Source: an optimization exercise on an open RTL-to-GDS flow (aim: small area). Production flows keep margins and buffers that such runs may drop. At most, simulation tests tie the RTL to the original design; equivalence was not proved. Not every run is shown, and edits may drop behaviour that the tests do not exercise. No functional check of the RTL was part of runs 3 to 5.

==> flow/design.v, too long to show whole: its modules and the start of the top module <==
// module altitude_reflex_chip: 2559 lines
// module reflex_fa: 4 lines
// module reflex_ha: 4 lines
module altitude_reflex_chip (
    input wire clk,
    input wire rst_n,
    input wire signed [15:0] altitude_current,
    input wire signed [15:0] altitude_target,
    input wire signed [15:0] velocity_z,
    input wire signed [15:0] accel_z,
    input wire [7:0] compliance,
    input wire signed [15:0] pid_kp,
    input wire signed [15:0] pid_ki,
    input wire signed [15:0] pid_kd,
    output wire signed [15:0] thrust_output,
    output reg control_valid
);
  // ...
==> flow/flow/run.sh <==
#!/bin/bash
# The standard layout (standard.sh) with these changes:
#  - synthesis is the standard synthesis (synth_recipe.tcl and ORFS's
#    synth.tcl, unchanged but for one line) with ABC's technology-mapping
#    script replaced by flow/abc_area_amap.script (area-oriented mapping);
#    registers, flattening and renaming are exactly as in the standard synthesis;
#  - every input and output port gets a sky130_fd_sc_hd__buf_1 buffer;
#  - the buffers that synthesis inserted are removed once at floorplan and
#    global placement is not timing driven (the design meets timing with margin);
#  - clock tree synthesis uses clkbuf_4/clkbuf_8 and inserts no dummy loads (no sink clustering).
# Each tool's full output is in standard.log (and ORFS's own logs under orfs/logs).
set -o pipefail
HERE=$(pwd)
F=$HERE/flow
sed "s#\$::env(SCRIPTS_DIR)/abc_area.script#$F/abc_area_amap.script#" \
  "$FLOW_HOME/scripts/synth_preamble.tcl" > "$HERE/synth_preamble_amap.tcl"
sed "s#source \$::env(SCRIPTS_DIR)/synth_preamble.tcl#source $HERE/synth_preamble_amap.tcl#" \
  "$FLOW_HOME/scripts/synth.tcl" > "$HERE/synth_amap.tcl"
sed "s#source \$::env(SCRIPTS_DIR)/synth.tcl#source $HERE/synth_amap.tcl#" \
  "$HERE/synth_recipe.tcl" > "$HERE/synth_recipe_amap.tcl"
for f in synth_preamble_amap.tcl synth_amap.tcl synth_recipe_amap.tcl; do
  [ -s "$HERE/$f" ] || { echo "empty $f" > flow_error.log; exit 1; }
done
grep -q "abc_area_amap.script" "$HERE/synth_preamble_amap.tcl" || { echo "preamble edit failed" > flow_error.log; exit 1; }
grep -q "synth_preamble_amap.tcl" "$HERE/synth_amap.tcl" || { echo "synth edit failed" > flow_error.log; exit 1; }
grep -q "synth_amap.tcl" "$HERE/synth_recipe_amap.tcl" || { echo "synth_recipe edit failed" > flow_error.log; exit 1; }
export BUFFER_PORTS_ARGS="-buffer_cell sky130_fd_sc_hd__buf_1"
export CTS_ARGS="-repair_clock_nets -dont_use_dummy_load -buf_list {sky130_fd_sc_hd__clkbuf_4 sky130_fd_sc_hd__clkbuf_8}"
bash standard.sh SYNTH_SCRIPT="$HERE/synth_recipe_amap.tcl" REMOVE_ABC_BUFFERS=1 GPL_TIMING_DRIVEN=0 > standard.log 2>&1
==> flow/flow/abc_area_amap.script <==
strash
dch -f
amap
topo
dnsize -c
==> flow/standard.sh <==
#!/bin/bash
# synth_recipe.tcl (not shown) runs the flow's synth.tcl, then flattens the netlist and writes it again
# the make line also repeats each setting of config.mk as NAME=value (left out here)
make -C /OpenROAD-flow-scripts/flow DESIGN_CONFIG=/design/flow/config.mk WORK_HOME=/design/flow/orfs CLKGATE_MAP_FILE= SYNTH_SCRIPT=/design/flow/synth_recipe.tcl "${@:-finish}"
==> flow/config.mk <==
export PLATFORM = sky130hd
export DESIGN_NAME = altitude_reflex_chip
export DESIGN_NICKNAME = altitude_reflex_chip
export VERILOG_FILES = /design/flow/design.v
export SDC_FILE = /design/flow/constraint.sdc
export NUM_CORES = 4
export LEC_CHECK = 0
export ABC_AREA = 1
export CAP_MARGIN = 20
export CORE_MARGIN = 2
export CORE_UTILIZATION = 40
export SLEW_MARGIN = 20
export SYNTH_HIERARCHICAL = 1
==> flow/constraint.sdc <==
create_clock -name core_clock -period 25.0 [get_ports {clk}]
set_input_delay 5.0000 -clock core_clock [delete_from_list [all_inputs] [get_ports {clk}]]
set_output_delay 5.0000 -clock core_clock [all_outputs]
set_load 0.01 [all_outputs]
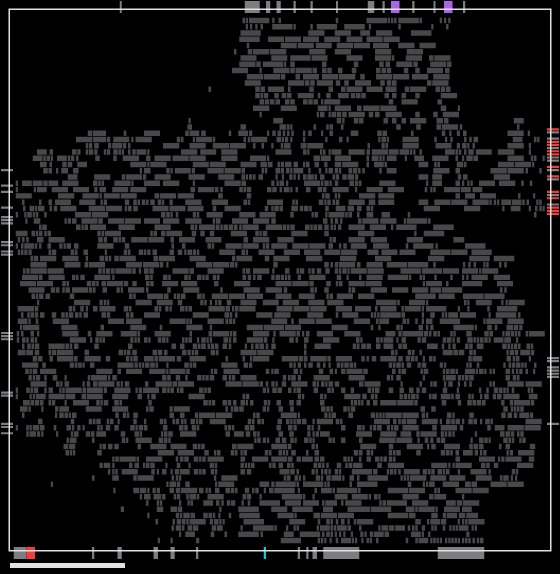
*Ports around the boundary, run 1*
The bar under the picture is 50 um long. Pins as bars across the die edge, other pins in gray.
- `control_valid`: cyan (pins 1; direction output; edge bottom)
- `velocity_z`: red (pins 16; direction input; edge 12 right, 4 bottom)
- `compliance`: purple (pins 8; direction input; edge top)

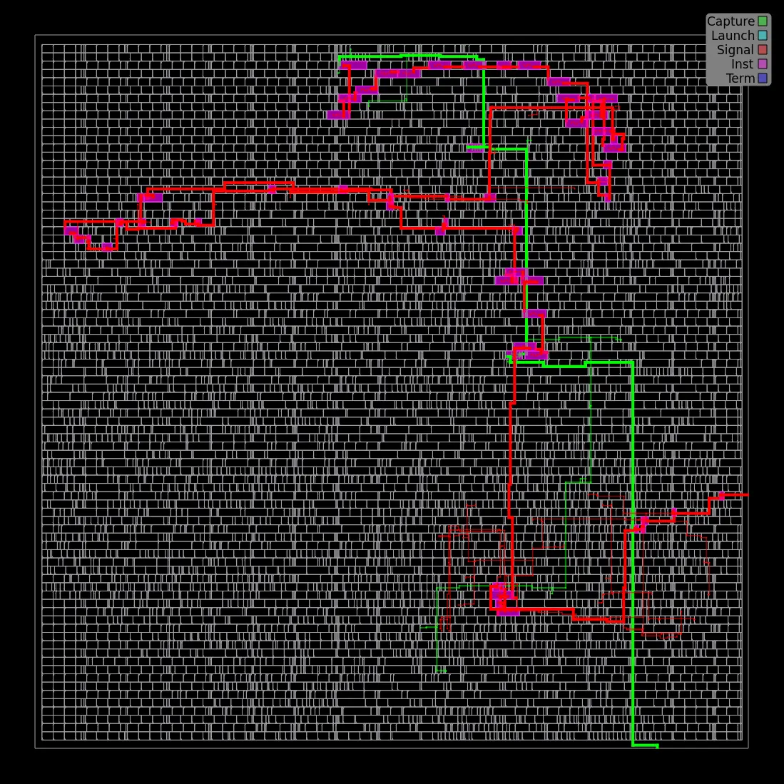
*Worst path highlighted, run 1*
Util after Layout: 43.6%
final worst setup slack: 1.16 ns
Setup TNS: 0 ns
post-route insts no fill: 3273

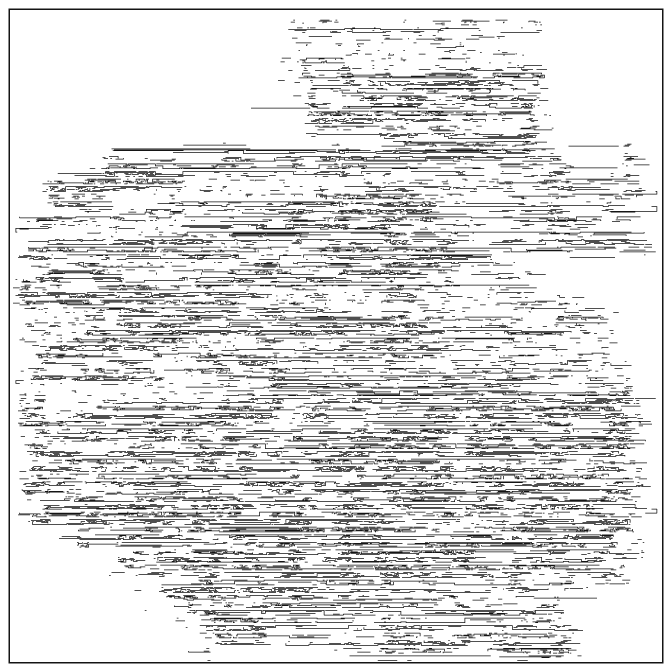
*M1 wires, run 1*
- nets with wire on the layer: 2968
- wire length on this layer: 30.1 mm
- share of all routed wire: 40%
- longest straight run: 79.6 um
- main direction: horizontal

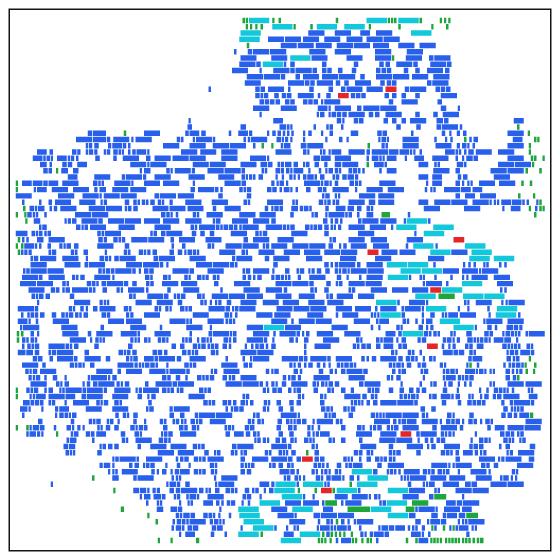
*Placed cells, one color a class, run 1*
- clock-net drivers: red (cells 9; share of their area 0.56%)
- remaining buffers and delay cells: green (cells 136; share of their area 2.8%)
- registers: cyan (cells 61; share of their area 6.9%)
- remaining logic cells: blue (cells 2378; share of their area 90%)

==> flow_summary.yaml, run 1 <==
synthesis:
  synthTopCellsByCount: "484 x fa_1, 457 x o22ai_1, 404 x nand2_1"
  synth_sequential_area_ratio_pct: 7.19
  synth_top_family_by_area: "adder cells"
  synth_xor_area_share_pct: 0
  synthFlopType: "dfrtp_1"
  synth_mux_area_share_pct: 0
  synth-edff-count: 0
  synthCells: 2445
  yosysTopAreaCell: "fa_1"
  synth.most_common_cell: "fa_1"
  yosys.area_share.adder_pct: 50.6
  synth_compound_area_share_pct: 26.7
  yosys_warnings: 7
  ys_async_sr_fraction_pct: 100
  yosys-top-cells-area: "fa_1 46%, o22ai_1 13%, o21ai_0 8.6%"
  synth_cell_types: 46
  synth_top_area_share_pct: 45.6
routing:
  met3RoutedLength_um: 6110
  drt_iter0_markers: 1996
  highest-signal-layer: "met4"
  post-route-drc-count: 0
  via_per_inst: 6.24
  ant_nets: 0
  wire_per_inst_um: 23.2
  drt_pass1_iterations: 7
  vias: 20419
  met2WireLength_um: 35300
  drt-total-wl_um: 75900
  wl_met1_um: 30100
sta:
  fin_crit_ns: 23.84
  hold_viol_final: 0
  drv_slew: 0
  clock_skew_ns: 0.0181
  rsz0062_at_grt: "false"
  setup_viol: 0
  slew-limit-headroom_pct: 32.0
  tightest_slew_ns: 1.01
run_status:
  status: "no timing/DRC/antenna violations"
critical_path:
  r2r_cells: 51
  crit_required_ns: 25.25
  r2r_setup_slack_ns: 7.47
  cp.depth: 56
  path_class: "input port to flop"
  crit_slowest_cell: "clkinv_1"
  arrival_ns: 24.09
  end_kind: "flop"
  cpPeakStageDelay_ns: 0.81
  cp_top_family: "adder cells"
  crit_buf_inv: 6
  cp_max_fo: 35
  cp_common_cell: "fa_1"
global_route:
  antenna_found_initial: 1
  grt_pass1_vias: 20306
  grt_overflow: 0
  met3_usage_pct: 4.39
  met2_usage_pct: 46.2
  grt-busiest-layer: "met2"
layout:
  largest_reg_flops: 17
  final_common_cell: "fa_1"
  layout_common_cells: "484 x fa_1, 456 x o22ai_1, 404 x nand2_1"
  clk_share_pct: 0.541
  design.seq.count: 61
  num-multi-input-gates: 2160
  n_antenna_cell: 1
  stdcell_area_um2: 22900
  nNetsFinal: 3276
  sh_seq_area_pct: 6.66
  fillers: 5217
  buffer_area_share_pct: 2.71
  n_all_buffers: 136
  regArea_um2: 1530
  area_delta_synth_final_pct: 7.94
  multi_input_area_um2: 19000
  multi_input_area_share_pct: 82.7
clock_tree:
  clk_latency_ns: 0.39
  cts_root_buf: "clkbuf_8"
  cts_tree: "done"
  cts_resized: 0
  cts_sinks: 61
  cts_made_buffers: 9
  cts.path.max_buffers: 2
  cts_post_setup_buffers_inserted: 0
placement:
  placedCellCount: 3263
  numPortBuffers: 128
  post-place-ws_ns: 0.176
  post-dp-hpwl_um: 58800
  finalWeightedCongestion: 0.945
  place_area_um2: 22800
floorplan:
  io_pins: 139
  rows: 84
  tapCellCount: 688
  die_y_um: 234
  core_um2: 52600
worst_hold_path:
  hold_depth: 2
  min_path_type: "flop to flop"
flow_run:
  cap_violations: 0
--- run 2 (diff from run 1) ---
--- a/flow/flow/run.sh
+++ b/flow/flow/run.sh
@@ -9,3 +9,3 @@
 #    global placement is not timing driven (the design meets timing with margin);
-#  - clock tree synthesis uses clkbuf_4/clkbuf_8 and inserts no dummy loads (no sink clustering).
+#  - clock tree synthesis uses a clkbuf_8 root and clkbuf_4 buffers and inserts no dummy loads.
 # Each tool's full output is in standard.log (and ORFS's own logs under orfs/logs).
@@ -27,3 +27,3 @@
 export BUFFER_PORTS_ARGS="-buffer_cell sky130_fd_sc_hd__buf_1"
-export CTS_ARGS="-repair_clock_nets -dont_use_dummy_load -buf_list {sky130_fd_sc_hd__clkbuf_4 sky130_fd_sc_hd__clkbuf_8}"
+export CTS_ARGS="-sink_clustering_enable -repair_clock_nets -dont_use_dummy_load -root_buf sky130_fd_sc_hd__clkbuf_8 -buf_list {sky130_fd_sc_hd__clkbuf_4}"
 bash standard.sh SYNTH_SCRIPT="$HERE/synth_recipe_amap.tcl" REMOVE_ABC_BUFFERS=1 GPL_TIMING_DRIVEN=0 > standard.log 2>&1
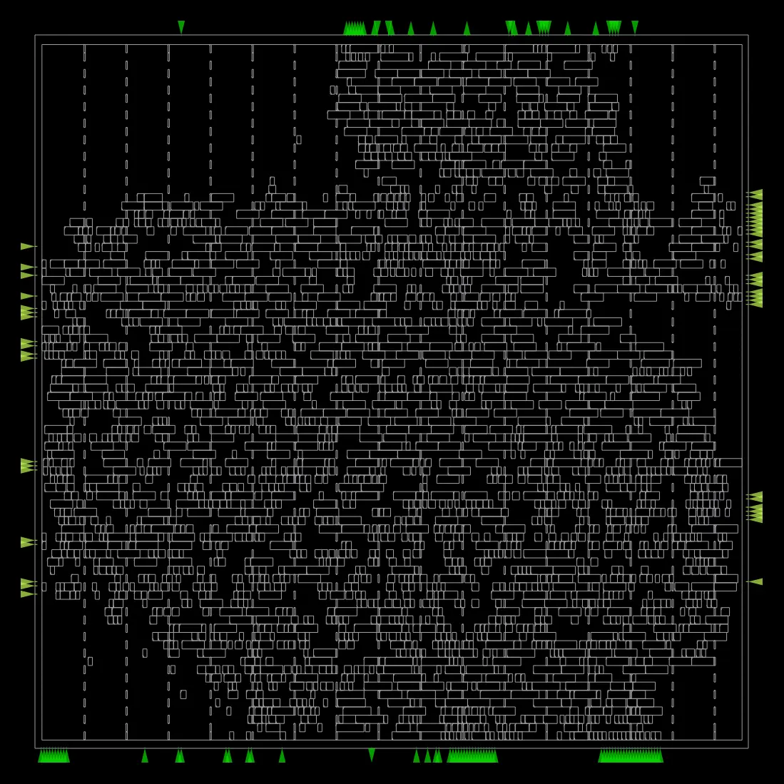
*Placed standard cells, run 2*
sequential share of cell area: 6.66%
tap cells: 688
sequential cell count: 61
area of the core: 52600 um2
row cnt: 84

==> run 2 against run 1 <==
Effect of this change: via count is the same; cell count stayed put; synthesized cell count unchanged.
==> flow_summary.yaml, run 2 <==
worst_hold_path:
  min_path_type: "flop to flop"
  hold_depth: 2
critical_path:
  r2r_cells: 51
  end_kind: "flop"
  arrival_ns: 24.09
  path_class: "input port to flop"
  crit_slowest_cell: "clkinv_1"
  cp_common_cell: "fa_1"
  cp_max_fo: 35
  crit_buf_inv: 6
  cp.depth: 56
layout:
  n_antenna_cell: 1
  num-multi-input-gates: 2160
  final_core_util_pct: 43.6
  clk_share_pct: 0.541
  final_common_cell: "fa_1"
  buffer_area_share_pct: 2.71
  multi_input_area_share_pct: 82.7
  fin_cells: 3273
  multi_input_area_um2: 19000
  area_delta_synth_final_pct: 7.94
placement:
  post-dp-hpwl_um: 58800
  post-place-ws_ns: 0.176
  placedCellCount: 3263
  finalWeightedCongestion: 0.945
  place_area_um2: 22800
  numPortBuffers: 128
floorplan:
  die_y_um: 234
  io_pins: 139
global_route:
  grt_pass1_vias: 20306
  antenna_found_initial: 1
  met2_usage_pct: 46.2
  grt_overflow: 0
run_status:
  status: "no timing/DRC/antenna violations"
sta:
  fin_tns_setup_ns: 0
  drv_slew: 0
  fin_crit_ns: 23.84
  hold_viol_final: 0
  setup_viol: 0
  rsz0062_at_grt: "false"
  slew-limit-headroom_pct: 32.0
  fin_ws_ns: 1.16
routing:
  wl_met1_um: 30100
  ant_nets: 0
  post-route-drc-count: 0
  drt_iter0_markers: 1996
  met3RoutedLength_um: 6110
  via_per_inst: 6.24
  drt_pass1_iterations: 7
clock_tree:
  cts_tree: "done"
  clk_latency_ns: 0.39
synthesis:
  yosys_warnings: 7
  synth_mux_area_share_pct: 0
  synthCells: 2445
  synth_compound_area_share_pct: 26.7
  synth_top_area_share_pct: 45.6
  synthTopCellsByCount: "484 x fa_1, 457 x o22ai_1, 404 x nand2_1"
  yosysTopAreaCell: "fa_1"
  ys_async_sr_fraction_pct: 100
  synth_top_family_by_area: "adder cells"
flow_run:
  cap_violations: 0
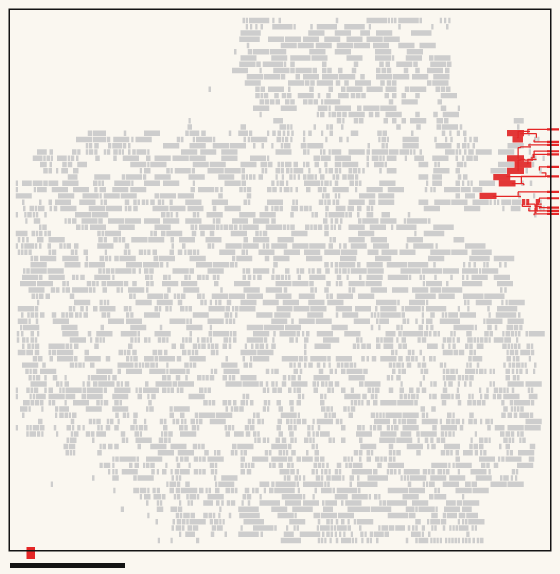
*Port wiring, run 2*
The bar under the picture is 50 um long.
- `velocity_z`: red (direction input; edge 12 right, 4 bottom; end cells 12; buffers 12; wire 211 um)

--- run 3: outline of the changes from run 2 ---
flow/design.v: 2567 -> 2525 lines; modules unchanged: 2
  altitude_reflex_chip: edited, 2559 -> 2517 lines
--- a/flow/flow/run.sh
+++ b/flow/flow/run.sh
@@ -8,5 +8,5 @@
 #  - the buffers that synthesis inserted are removed once at floorplan and
 #    global placement is not timing driven (the design meets timing with margin);
-#  - clock tree synthesis uses a clkbuf_8 root and clkbuf_4 buffers and inserts no dummy loads.
+#  - clock tree synthesis uses clkbuf_4/clkbuf_8 and inserts no dummy loads.
 # Each tool's full output is in standard.log (and ORFS's own logs under orfs/logs).
 set -o pipefail
@@ -26,4 +26,4 @@
 grep -q "synth_amap.tcl" "$HERE/synth_recipe_amap.tcl" || { echo "synth_recipe edit failed" > flow_error.log; exit 1; }
 export BUFFER_PORTS_ARGS="-buffer_cell sky130_fd_sc_hd__buf_1"
-export CTS_ARGS="-sink_clustering_enable -repair_clock_nets -dont_use_dummy_load -root_buf sky130_fd_sc_hd__clkbuf_8 -buf_list {sky130_fd_sc_hd__clkbuf_4}"
+export CTS_ARGS="-sink_clustering_enable -repair_clock_nets -dont_use_dummy_load -buf_list {sky130_fd_sc_hd__clkbuf_4 sky130_fd_sc_hd__clkbuf_8}"
 bash standard.sh SYNTH_SCRIPT="$HERE/synth_recipe_amap.tcl" REMOVE_ABC_BUFFERS=1 GPL_TIMING_DRIVEN=0 > standard.log 2>&1
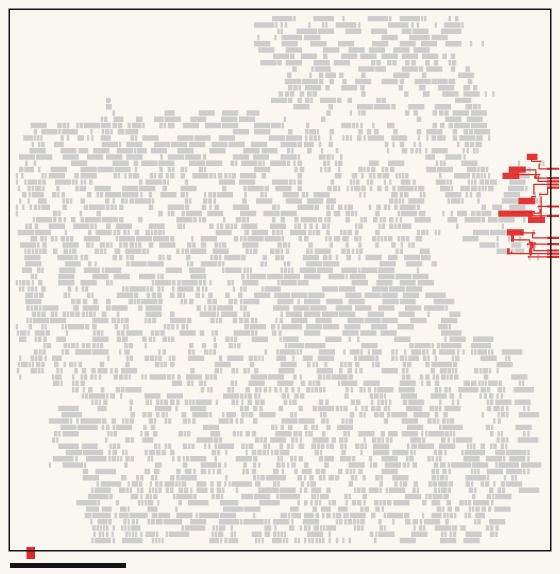
*Port wiring, run 3*
The bar under the picture is 50 um long.
- `velocity_z`: red (direction input; edge 12 right, 4 bottom; end cells 12; buffers 12; wire 186 um)

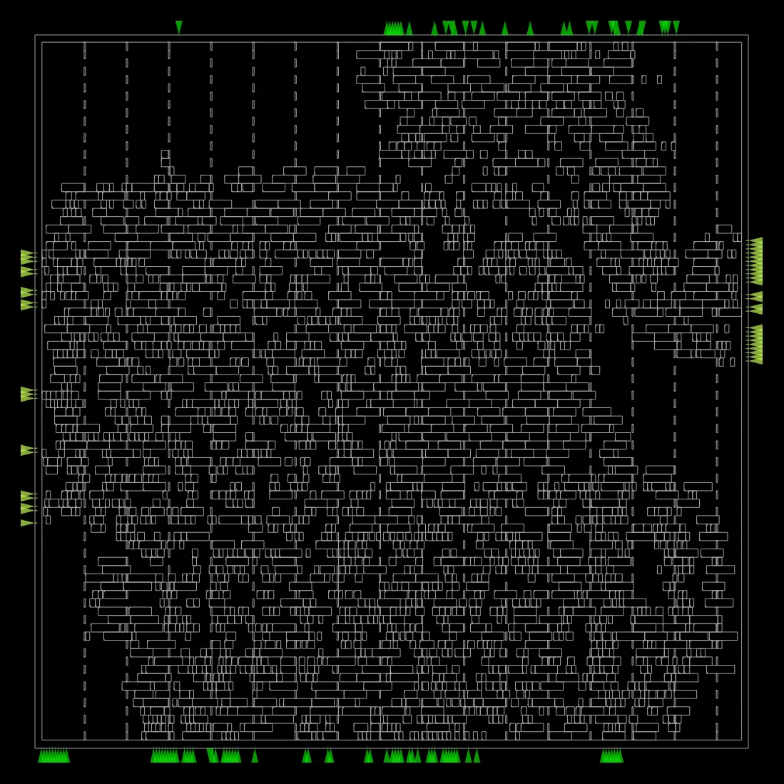
*Placed standard cells, run 3*
area of the core: 52300 um2
Util after Layout: 43.8%
sequential share of cell area: 6.66%
post-route insts no fill: 3255

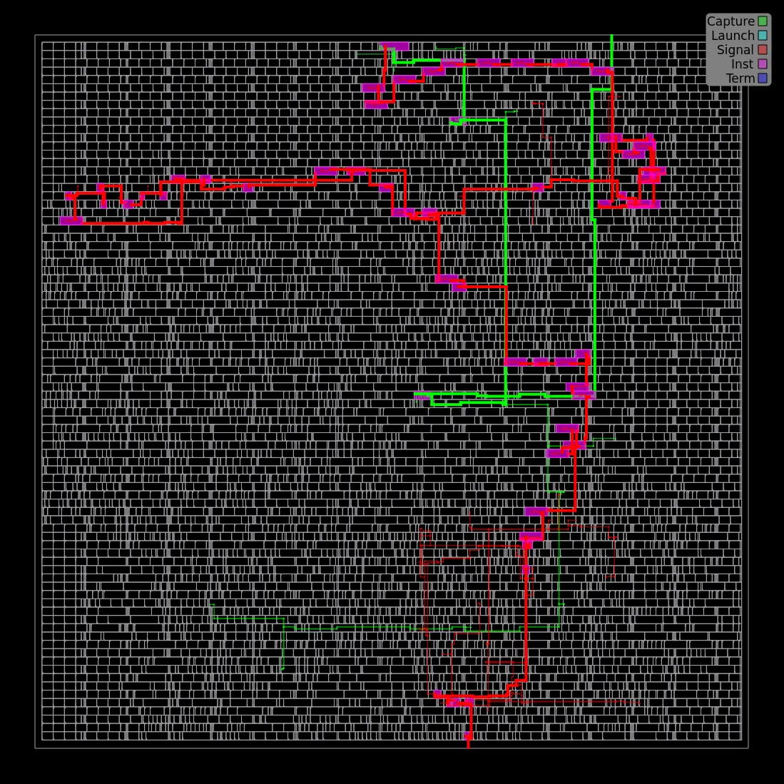
*Worst path highlighted, run 3*
final worst setup slack: 0.883 ns
Final min period: 24.12 ns

==> run 3 against run 2 <==
Effect of this change: cell area hardly changed; synthesized area down 0.68%; cell count shrank 0.55%; count of clock-buffer cells in the layout is the same; global-route usage up 0.22 points; fmax down 1.2%; clock skew grew 0.024 ns; setup slack got worse by 0.28 ns; register-to-register slack lost 1.1 ns; non-clock buffer count rose by 8.
==> flow_summary.yaml, run 3 <==
layout:
  area_delta_synth_final_pct: 8.72
  design.seq.count: 61
  regArea_um2: 1530
  fillers: 5159
  clk_share_pct: 0.540
  largest_reg_flops: 17
  layout_common_cells: "481 x fa_1, 454 x o22ai_1, 399 x nand2_1"
routing:
  drt_iter0_markers: 2226
  met3RoutedLength_um: 6740
  highest-signal-layer: "met4"
  post-route-drc-count: 0
  met2WireLength_um: 35000
  drt_pass1_iterations: 7
critical_path:
  cpPeakStageDelay_ns: 0.63
  r2r_setup_slack_ns: 6.32
  cp.depth: 57
  crit_buf_inv: 4
  crit_required_ns: 25.28
  cp_top_family: "adder cells"
run_status:
  status: "no timing/DRC/antenna violations"
global_route:
  grt-busiest-layer: "met2"
flow_run:
  cap_violations: 0
floorplan:
  tapCellCount: 688
  die_y_um: 234
synthesis:
  synthCells: 2415
  synthTopCellsByCount: "485 x fa_1, 455 x o22ai_1, 406 x nand2_1"
  synth_compound_area_share_pct: 26.7
  synth-edff-count: 0
  yosys-top-cells-area: "fa_1 46%, o22ai_1 14%, o21ai_0 8.6%"
  synth_xor_area_share_pct: 0
  synth_sequential_area_ratio_pct: 7.24
placement:
  post-dp-hpwl_um: 59000
  placedCellCount: 3238
clock_tree:
  cts_sinks: 61
  clk_latency_ns: 0.44
sta:
  drv_slew: 0
  setup_viol: 0
  slew-limit-headroom_pct: 25.7
worst_hold_path:
  min_path_type: "flop to flop"
### M1 wires, run 3

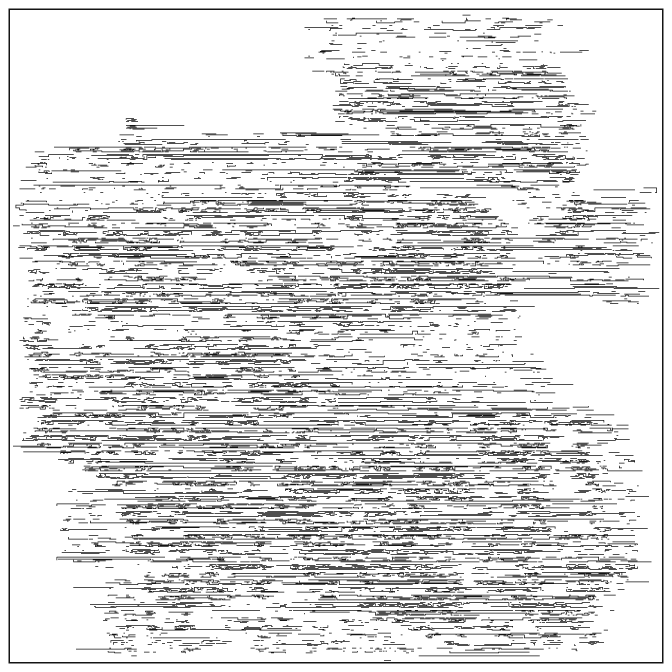

--- run 4: outline of the changes from run 3 ---
flow/design.v: 2525 -> 2501 lines; modules unchanged: 2
  altitude_reflex_chip: edited, 2517 -> 2493 lines
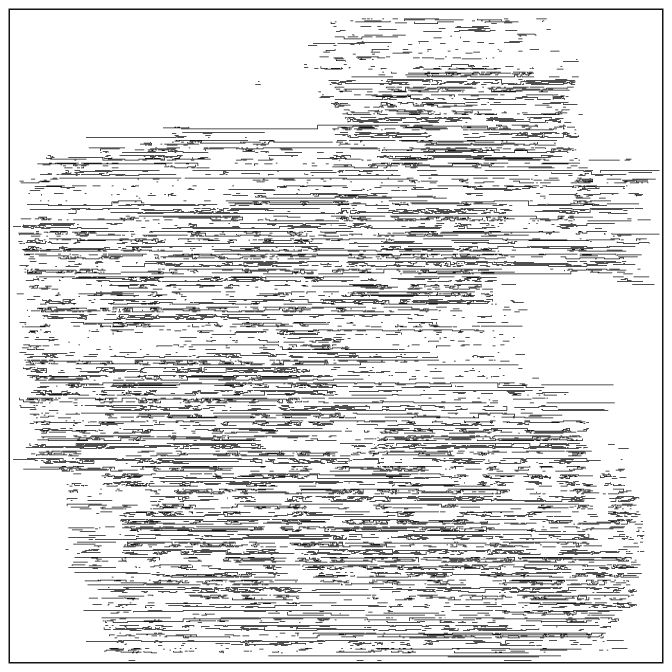
*M1 wires, run 4*
- wire length on this layer: 30.9 mm
- main direction: horizontal
- longest straight run: 105 um
- share of all routed wire: 40%

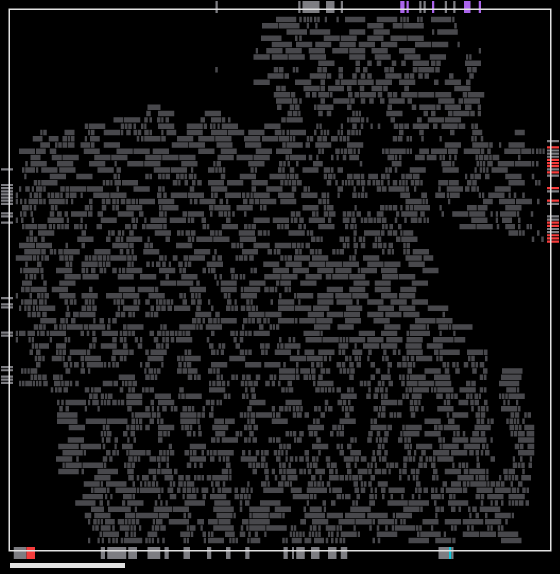
*Ports around the boundary, run 4*
The bar under the picture is 50 um long. Pins as bars across the die edge, other pins in gray.
- `velocity_z`: red (pins 16; direction input; edge 12 right, 4 bottom)
- `control_valid`: cyan (pins 1; direction output; edge bottom)
- `compliance`: purple (pins 8; direction input; edge top)
- all pins by edge: 67 bottom, 27 top, 24 right, 21 left

==> run 4 against run 3 <==
Effect of this change: die area grew 0.30%; count of clock-buffer cells in the layout is the same; clock skew fell by 0.015 ns; sequential share of layout area about the same; non-clock buffer count is 2 lower; setup slack better by 0.23 ns; highest routed layer is now met5.
==> flow_summary.yaml, run 4 <==
critical_path:
  arrival_ns: 24.17
  crit_buf_inv: 7
  crit_slowest_cell: "fa_1"
  crit_required_ns: 25.29
  cpPeakStageDelay_ns: 1.12
  end_kind: "flop"
  cp_max_fo: 16
  path_class: "input port to flop"
  cp.depth: 65
  r2r_cells: 58
  cp_common_cell: "fa_1"
  cp_top_family: "adder cells"
  r2r_setup_slack_ns: 6.99
synthesis:
  synth_compound_area_share_pct: 26.5
  synth_top_area_share_pct: 45.8
  yosys.area_share.adder_pct: 50.8
  synth_sequential_area_ratio_pct: 7.22
  synth_mux_area_share_pct: 0
  synth_top_family_by_area: "adder cells"
  yosys-top-cells-area: "fa_1 46%, o22ai_1 13%, o21ai_0 8.5%"
  synthCells: 2434
  yosysTopAreaCell: "fa_1"
  yosys_warnings: 7
  ys_async_sr_fraction_pct: 100
  synth-edff-count: 0
  synthTopCellsByCount: "484 x fa_1, 455 x o22ai_1, 409 x nand2_1"
  synth_cell_types: 41
  synth_xor_area_share_pct: 0
  synth.most_common_cell: "fa_1"
layout:
  sh_seq_area_pct: 6.65
  layout_common_cells: "482 x fa_1, 454 x o22ai_1, 403 x nand2_1"
  final_common_cell: "fa_1"
  n_all_buffers: 142
  n_antenna_cell: 3
  stdcell_area_um2: 23000
  design.seq.count: 61
  multi_input_area_um2: 18900
  fillers: 5236
  multi_input_area_share_pct: 82.3
  fin_cells: 3271
  nNetsFinal: 3272
  largest_reg_flops: 17
global_route:
  grt_pass1_vias: 20542
  met3_usage_pct: 5.36
  antenna_found_initial: 5
  grt_overflow: 0
  met2_usage_pct: 45.5
run_status:
  status: "no timing/DRC/antenna violations"
routing:
  drt-total-wl_um: 77100
  wl_met1_um: 30900
  vias: 20474
  via_per_inst: 6.26
  wire_per_inst_um: 23.6
  ant_nets: 0
  drt_iter0_markers: 2049
  met3RoutedLength_um: 6780
  highest-signal-layer: "met5"
  met2WireLength_um: 35200
placement:
  place_area_um2: 22700
  post-dp-hpwl_um: 59500
  finalWeightedCongestion: 0.940
  placedCellCount: 3256
  post-place-ws_ns: -0.253
clock_tree:
  cts.path.max_buffers: 2
  cts_sinks: 61
  cts_root_buf: "clkbuf_8"
  cts_post_setup_buffers_inserted: 0
  clk_latency_ns: 0.44
sta:
  tightest_slew_ns: 1.10
  hold_viol_final: 0
  fin_crit_ns: 23.89
  setup_viol: 0
  fin_ws_ns: 1.11
  slew-limit-headroom_pct: 26.9
  drv_slew: 0
  fin_tns_setup_ns: 0
floorplan:
  die_y_um: 234
  io_pins: 139
  core_um2: 52400
  tapCellCount: 688
worst_hold_path:
  hold_depth: 2
  min_path_type: "flop to flop"
flow_run:
  cap_violations: 0
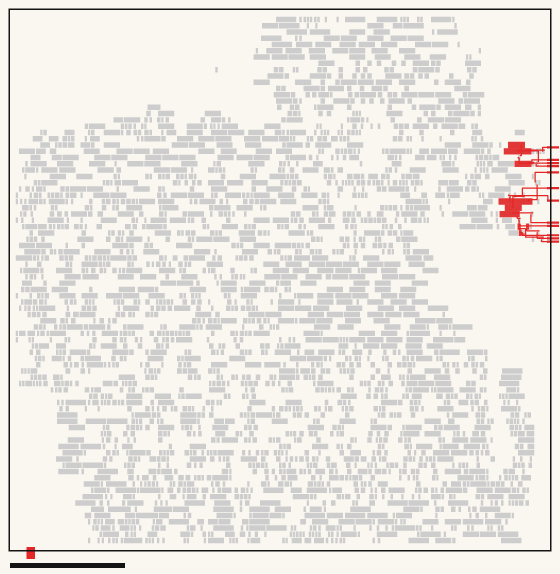
*Port wiring, run 4*
The bar under the picture is 50 um long.
- `velocity_z`: red (direction input; edge 12 right, 4 bottom; end cells 12; buffers 12; wire 219 um)

### Placed standard cells, run 4

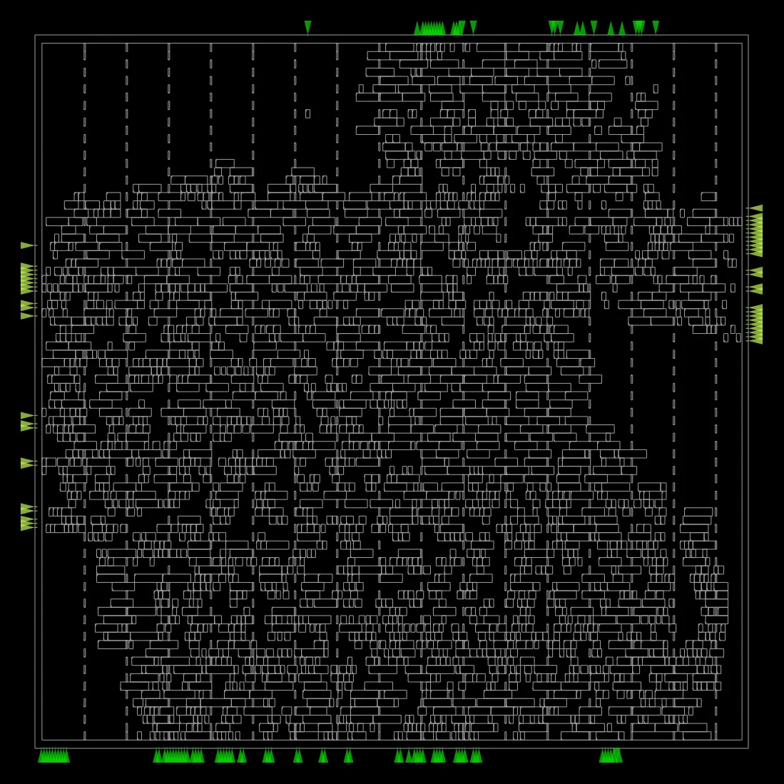

## Run 5: large edit since run 4, in outline
flow/design.v: 2501 -> 2459 lines; modules unchanged: 2
  altitude_reflex_chip: edited, 2493 -> 2451 lines
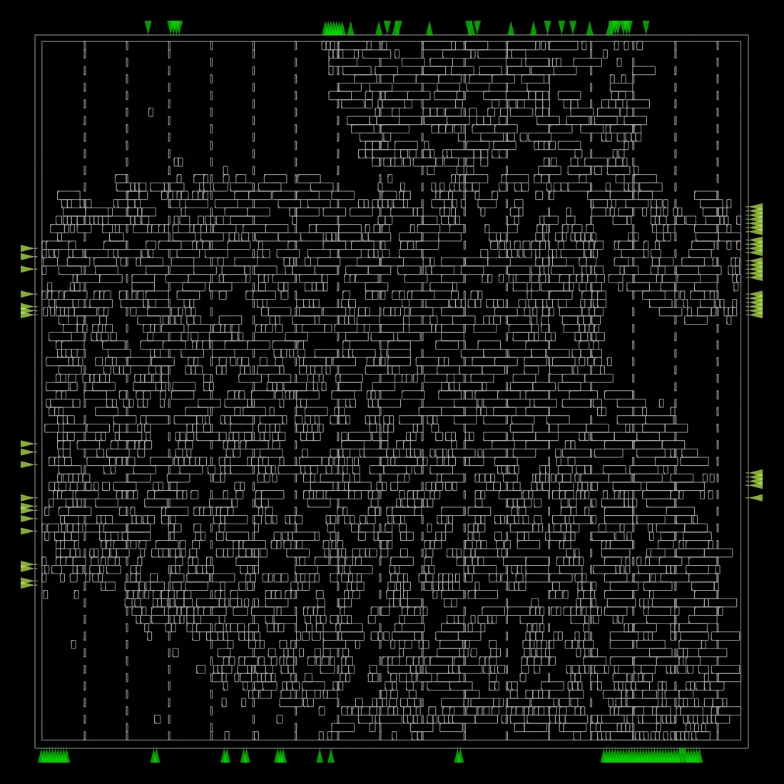
*Placed standard cells, run 5*
Filler cells: 5173
sequential share of cell area: 6.65%
area of the core: 52200 um2
Util after Layout: 43.9%

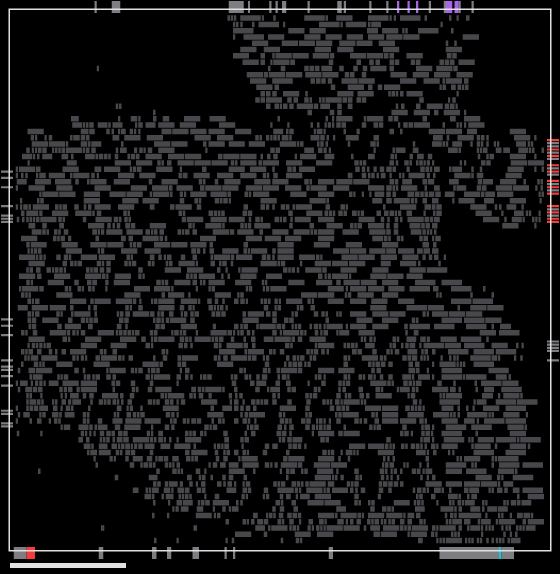
*Ports around the boundary, run 5*
The bar under the picture is 50 um long. Pins as bars across the die edge, other pins in gray.
- `velocity_z`: red (pins 16; direction input; edge 12 right, 4 bottom)
- `compliance`: purple (pins 8; direction input; edge top)
- `control_valid`: cyan (pins 1; direction output; edge bottom)
- all pins by edge: 58 bottom, 35 top, 27 right, 19 left

==> run 5 against run 4 <==
Effect of this change: still clean; cell count down 0.49%; worst hold slack better by 0.017 ns; sequential share of layout area about the same; highest routed layer is now met4; synthesized cell count down 0.99%; count of clock-buffer cells in the layout unchanged; wire length down 0.57%; synthesized area down 0.50%.
==> flow_summary.yaml, run 5 <==
floorplan:
  die_y_um: 233
  tapCellCount: 688
  rows: 84
  io_pins: 139
placement:
  post-dp-hpwl_um: 59400
  placedCellCount: 3234
  place_area_um2: 22600
  numPortBuffers: 128
  finalWeightedCongestion: 0.920
global_route:
  grt-busiest-layer: "met2"
  met2_usage_pct: 46.4
  grt_overflow: 0
  met3_usage_pct: 3.26
  antenna_found_initial: 0
  grt_pass1_vias: 20329
layout:
  multi_input_area_um2: 18800
  fin_cells: 3255
  regArea_um2: 1530
  stdcell_area_um2: 22900
  n_all_buffers: 151
  area_delta_synth_final_pct: 9.03
  final_common_cell: "fa_1"
  layout_common_cells: "485 x fa_1, 450 x o22ai_1, 402 x nand2_1"
  clk_share_pct: 0.540
  num-multi-input-gates: 2135
  buffer_area_share_pct: 3.25
  drive_above_1_share_pct: 3.43
  multi_input_area_share_pct: 82.0
  n_antenna_cell: 1
  design.seq.count: 61
  nNetsFinal: 3257
  largest_reg_flops: 17
sta:
  drv_slew: 0
  clock_skew_ns: 0.0313
  hold_viol_final: 0
  slew-limit-headroom_pct: 35.3
  fin_crit_ns: 24.13
  setup_viol: 0
  tightest_slew_ns: 0.965
  fin_ws_ns: 0.868
  fin_tns_setup_ns: 0
routing:
  met3RoutedLength_um: 6110
  drt_iter0_markers: 2125
  drt-total-wl_um: 76700
  ant_nets: 0
  highest-signal-layer: "met4"
  vias: 20282
  wl_met1_um: 31000
  post-route-drc-count: 0
  via_per_inst: 6.23
  met2WireLength_um: 35700
  wire_per_inst_um: 23.6
flow_run:
  cap_violations: 0
synthesis:
  yosysTopAreaCell: "fa_1"
  ys_async_sr_fraction_pct: 100
  synth_top_family_by_area: "adder cells"
  synth_cell_types: 42
  synthCells: 2410
  synth_mux_area_share_pct: 0
  synth_compound_area_share_pct: 26.3
  synth_sequential_area_ratio_pct: 7.26
  synth.most_common_cell: "fa_1"
  synth_xor_area_share_pct: 0
  synthTopCellsByCount: "485 x fa_1, 451 x o22ai_1, 409 x nand2_1"
  synth_top_area_share_pct: 46.1
  yosys-top-cells-area: "fa_1 46%, o22ai_1 13%, o21ai_0 8.6%"
  yosys_warnings: 7
  yosys.area_share.adder_pct: 51.0
  synth-edff-count: 0
clock_tree:
  cts_resized: 5
  cts.path.max_buffers: 2
  cts_tree: "done"
  cts_sinks: 61
  clk_latency_ns: 0.38
  cts_post_setup_buffers_inserted: 0
  cts_root_buf: "clkbuf_8"
  cts_made_buffers: 9
critical_path:
  cp_common_cell: "fa_1"
  cp_top_family: "adder cells"
  path_class: "input port to flop"
  crit_slowest_cell: "fa_1"
  cp-start-kind: "input port"
  end_kind: "flop"
  r2r_cells: 53
  r2r_setup_slack_ns: 6.43
  cp_max_fo: 19
  crit_required_ns: 25.23
  cp.depth: 58
  crit_buf_inv: 5
run_status:
  status: "no timing/DRC/antenna violations"
worst_hold_path:
  hold_depth: 2
  min_path_type: "flop to flop"
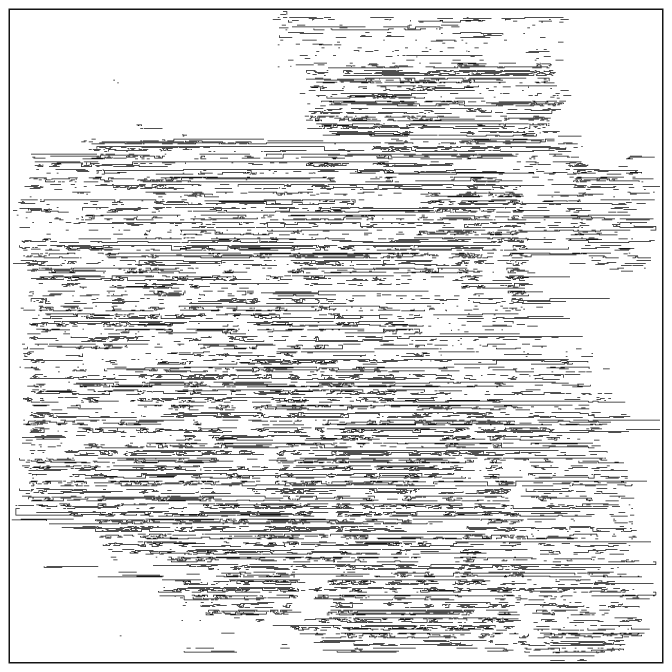
*M1 wires, run 5*
- wire length on this layer: 31.0 mm
- share of all routed wire: 40%
- nets with wire on the layer: 2936


==> screenshots <==
Placed cells, one color a class.
Plate I
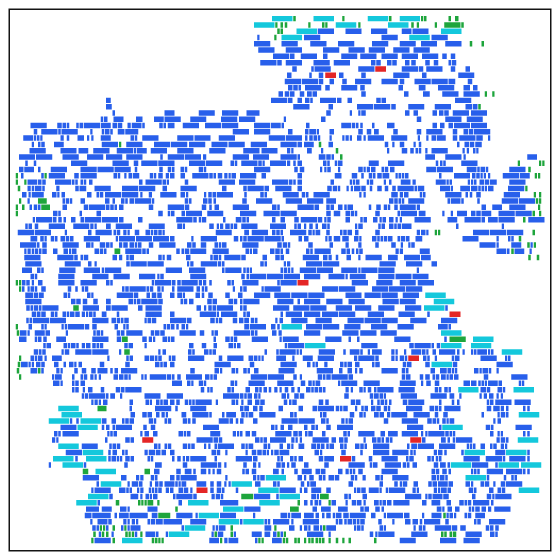
Plate II
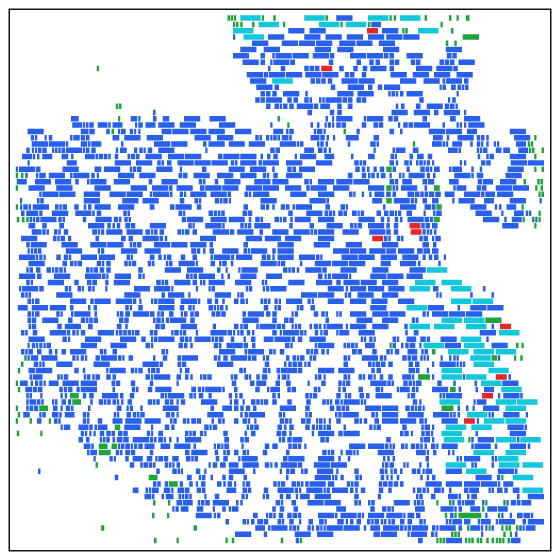
Plate II comes from run 5.
Plate I comes from run 3.

Key to Plate II:
- remaining buffers and delay cells: green (cells 151; share of their area 3.4%)
- registers: cyan (cells 61; share of their area 6.9%)
- remaining logic cells: blue (cells 2345; share of their area 89%)
- clock-net drivers: red (cells 9; share of their area 0.56%)

-- what the ideal ports hide --
The flow's constraints put no driver on any port. The routed layouts listed below were extracted and timed again, unchanged, in two steps.
Step 1: set_driving_cell puts a clkbuf_16 on clk and a buf_2 on each other input, an assumption about the parent block.
Step 2, shift: input delay + t, output delay - t, t = (earliest + latest rising clock arrival at the registers) / 2. This alone moves slack from input paths to output paths.
a / b / c = no drivers / after step 1 / after step 2; a / b = the first two.
run	t, ns	setup WS [ns]	worst slew at a driven data input, ns
run 1	0.439	1.164 / 1.193 / 0.755	0.09
run 2	0.439	1.164 / 1.193 / 0.755	0.09
run 3	0.465	0.883 / 0.906 / 0.441	0.07
run 4	0.474	1.112 / 1.141 / 0.668	0.08
run 5	0.409	0.868 / 0.879 / 0.470	0.09
After both steps every run listed still meets setup and hold. For run 4, which loses most, drivers alone change the setup slack by +0.029 ns; drivers and shift together by -0.444 ns.
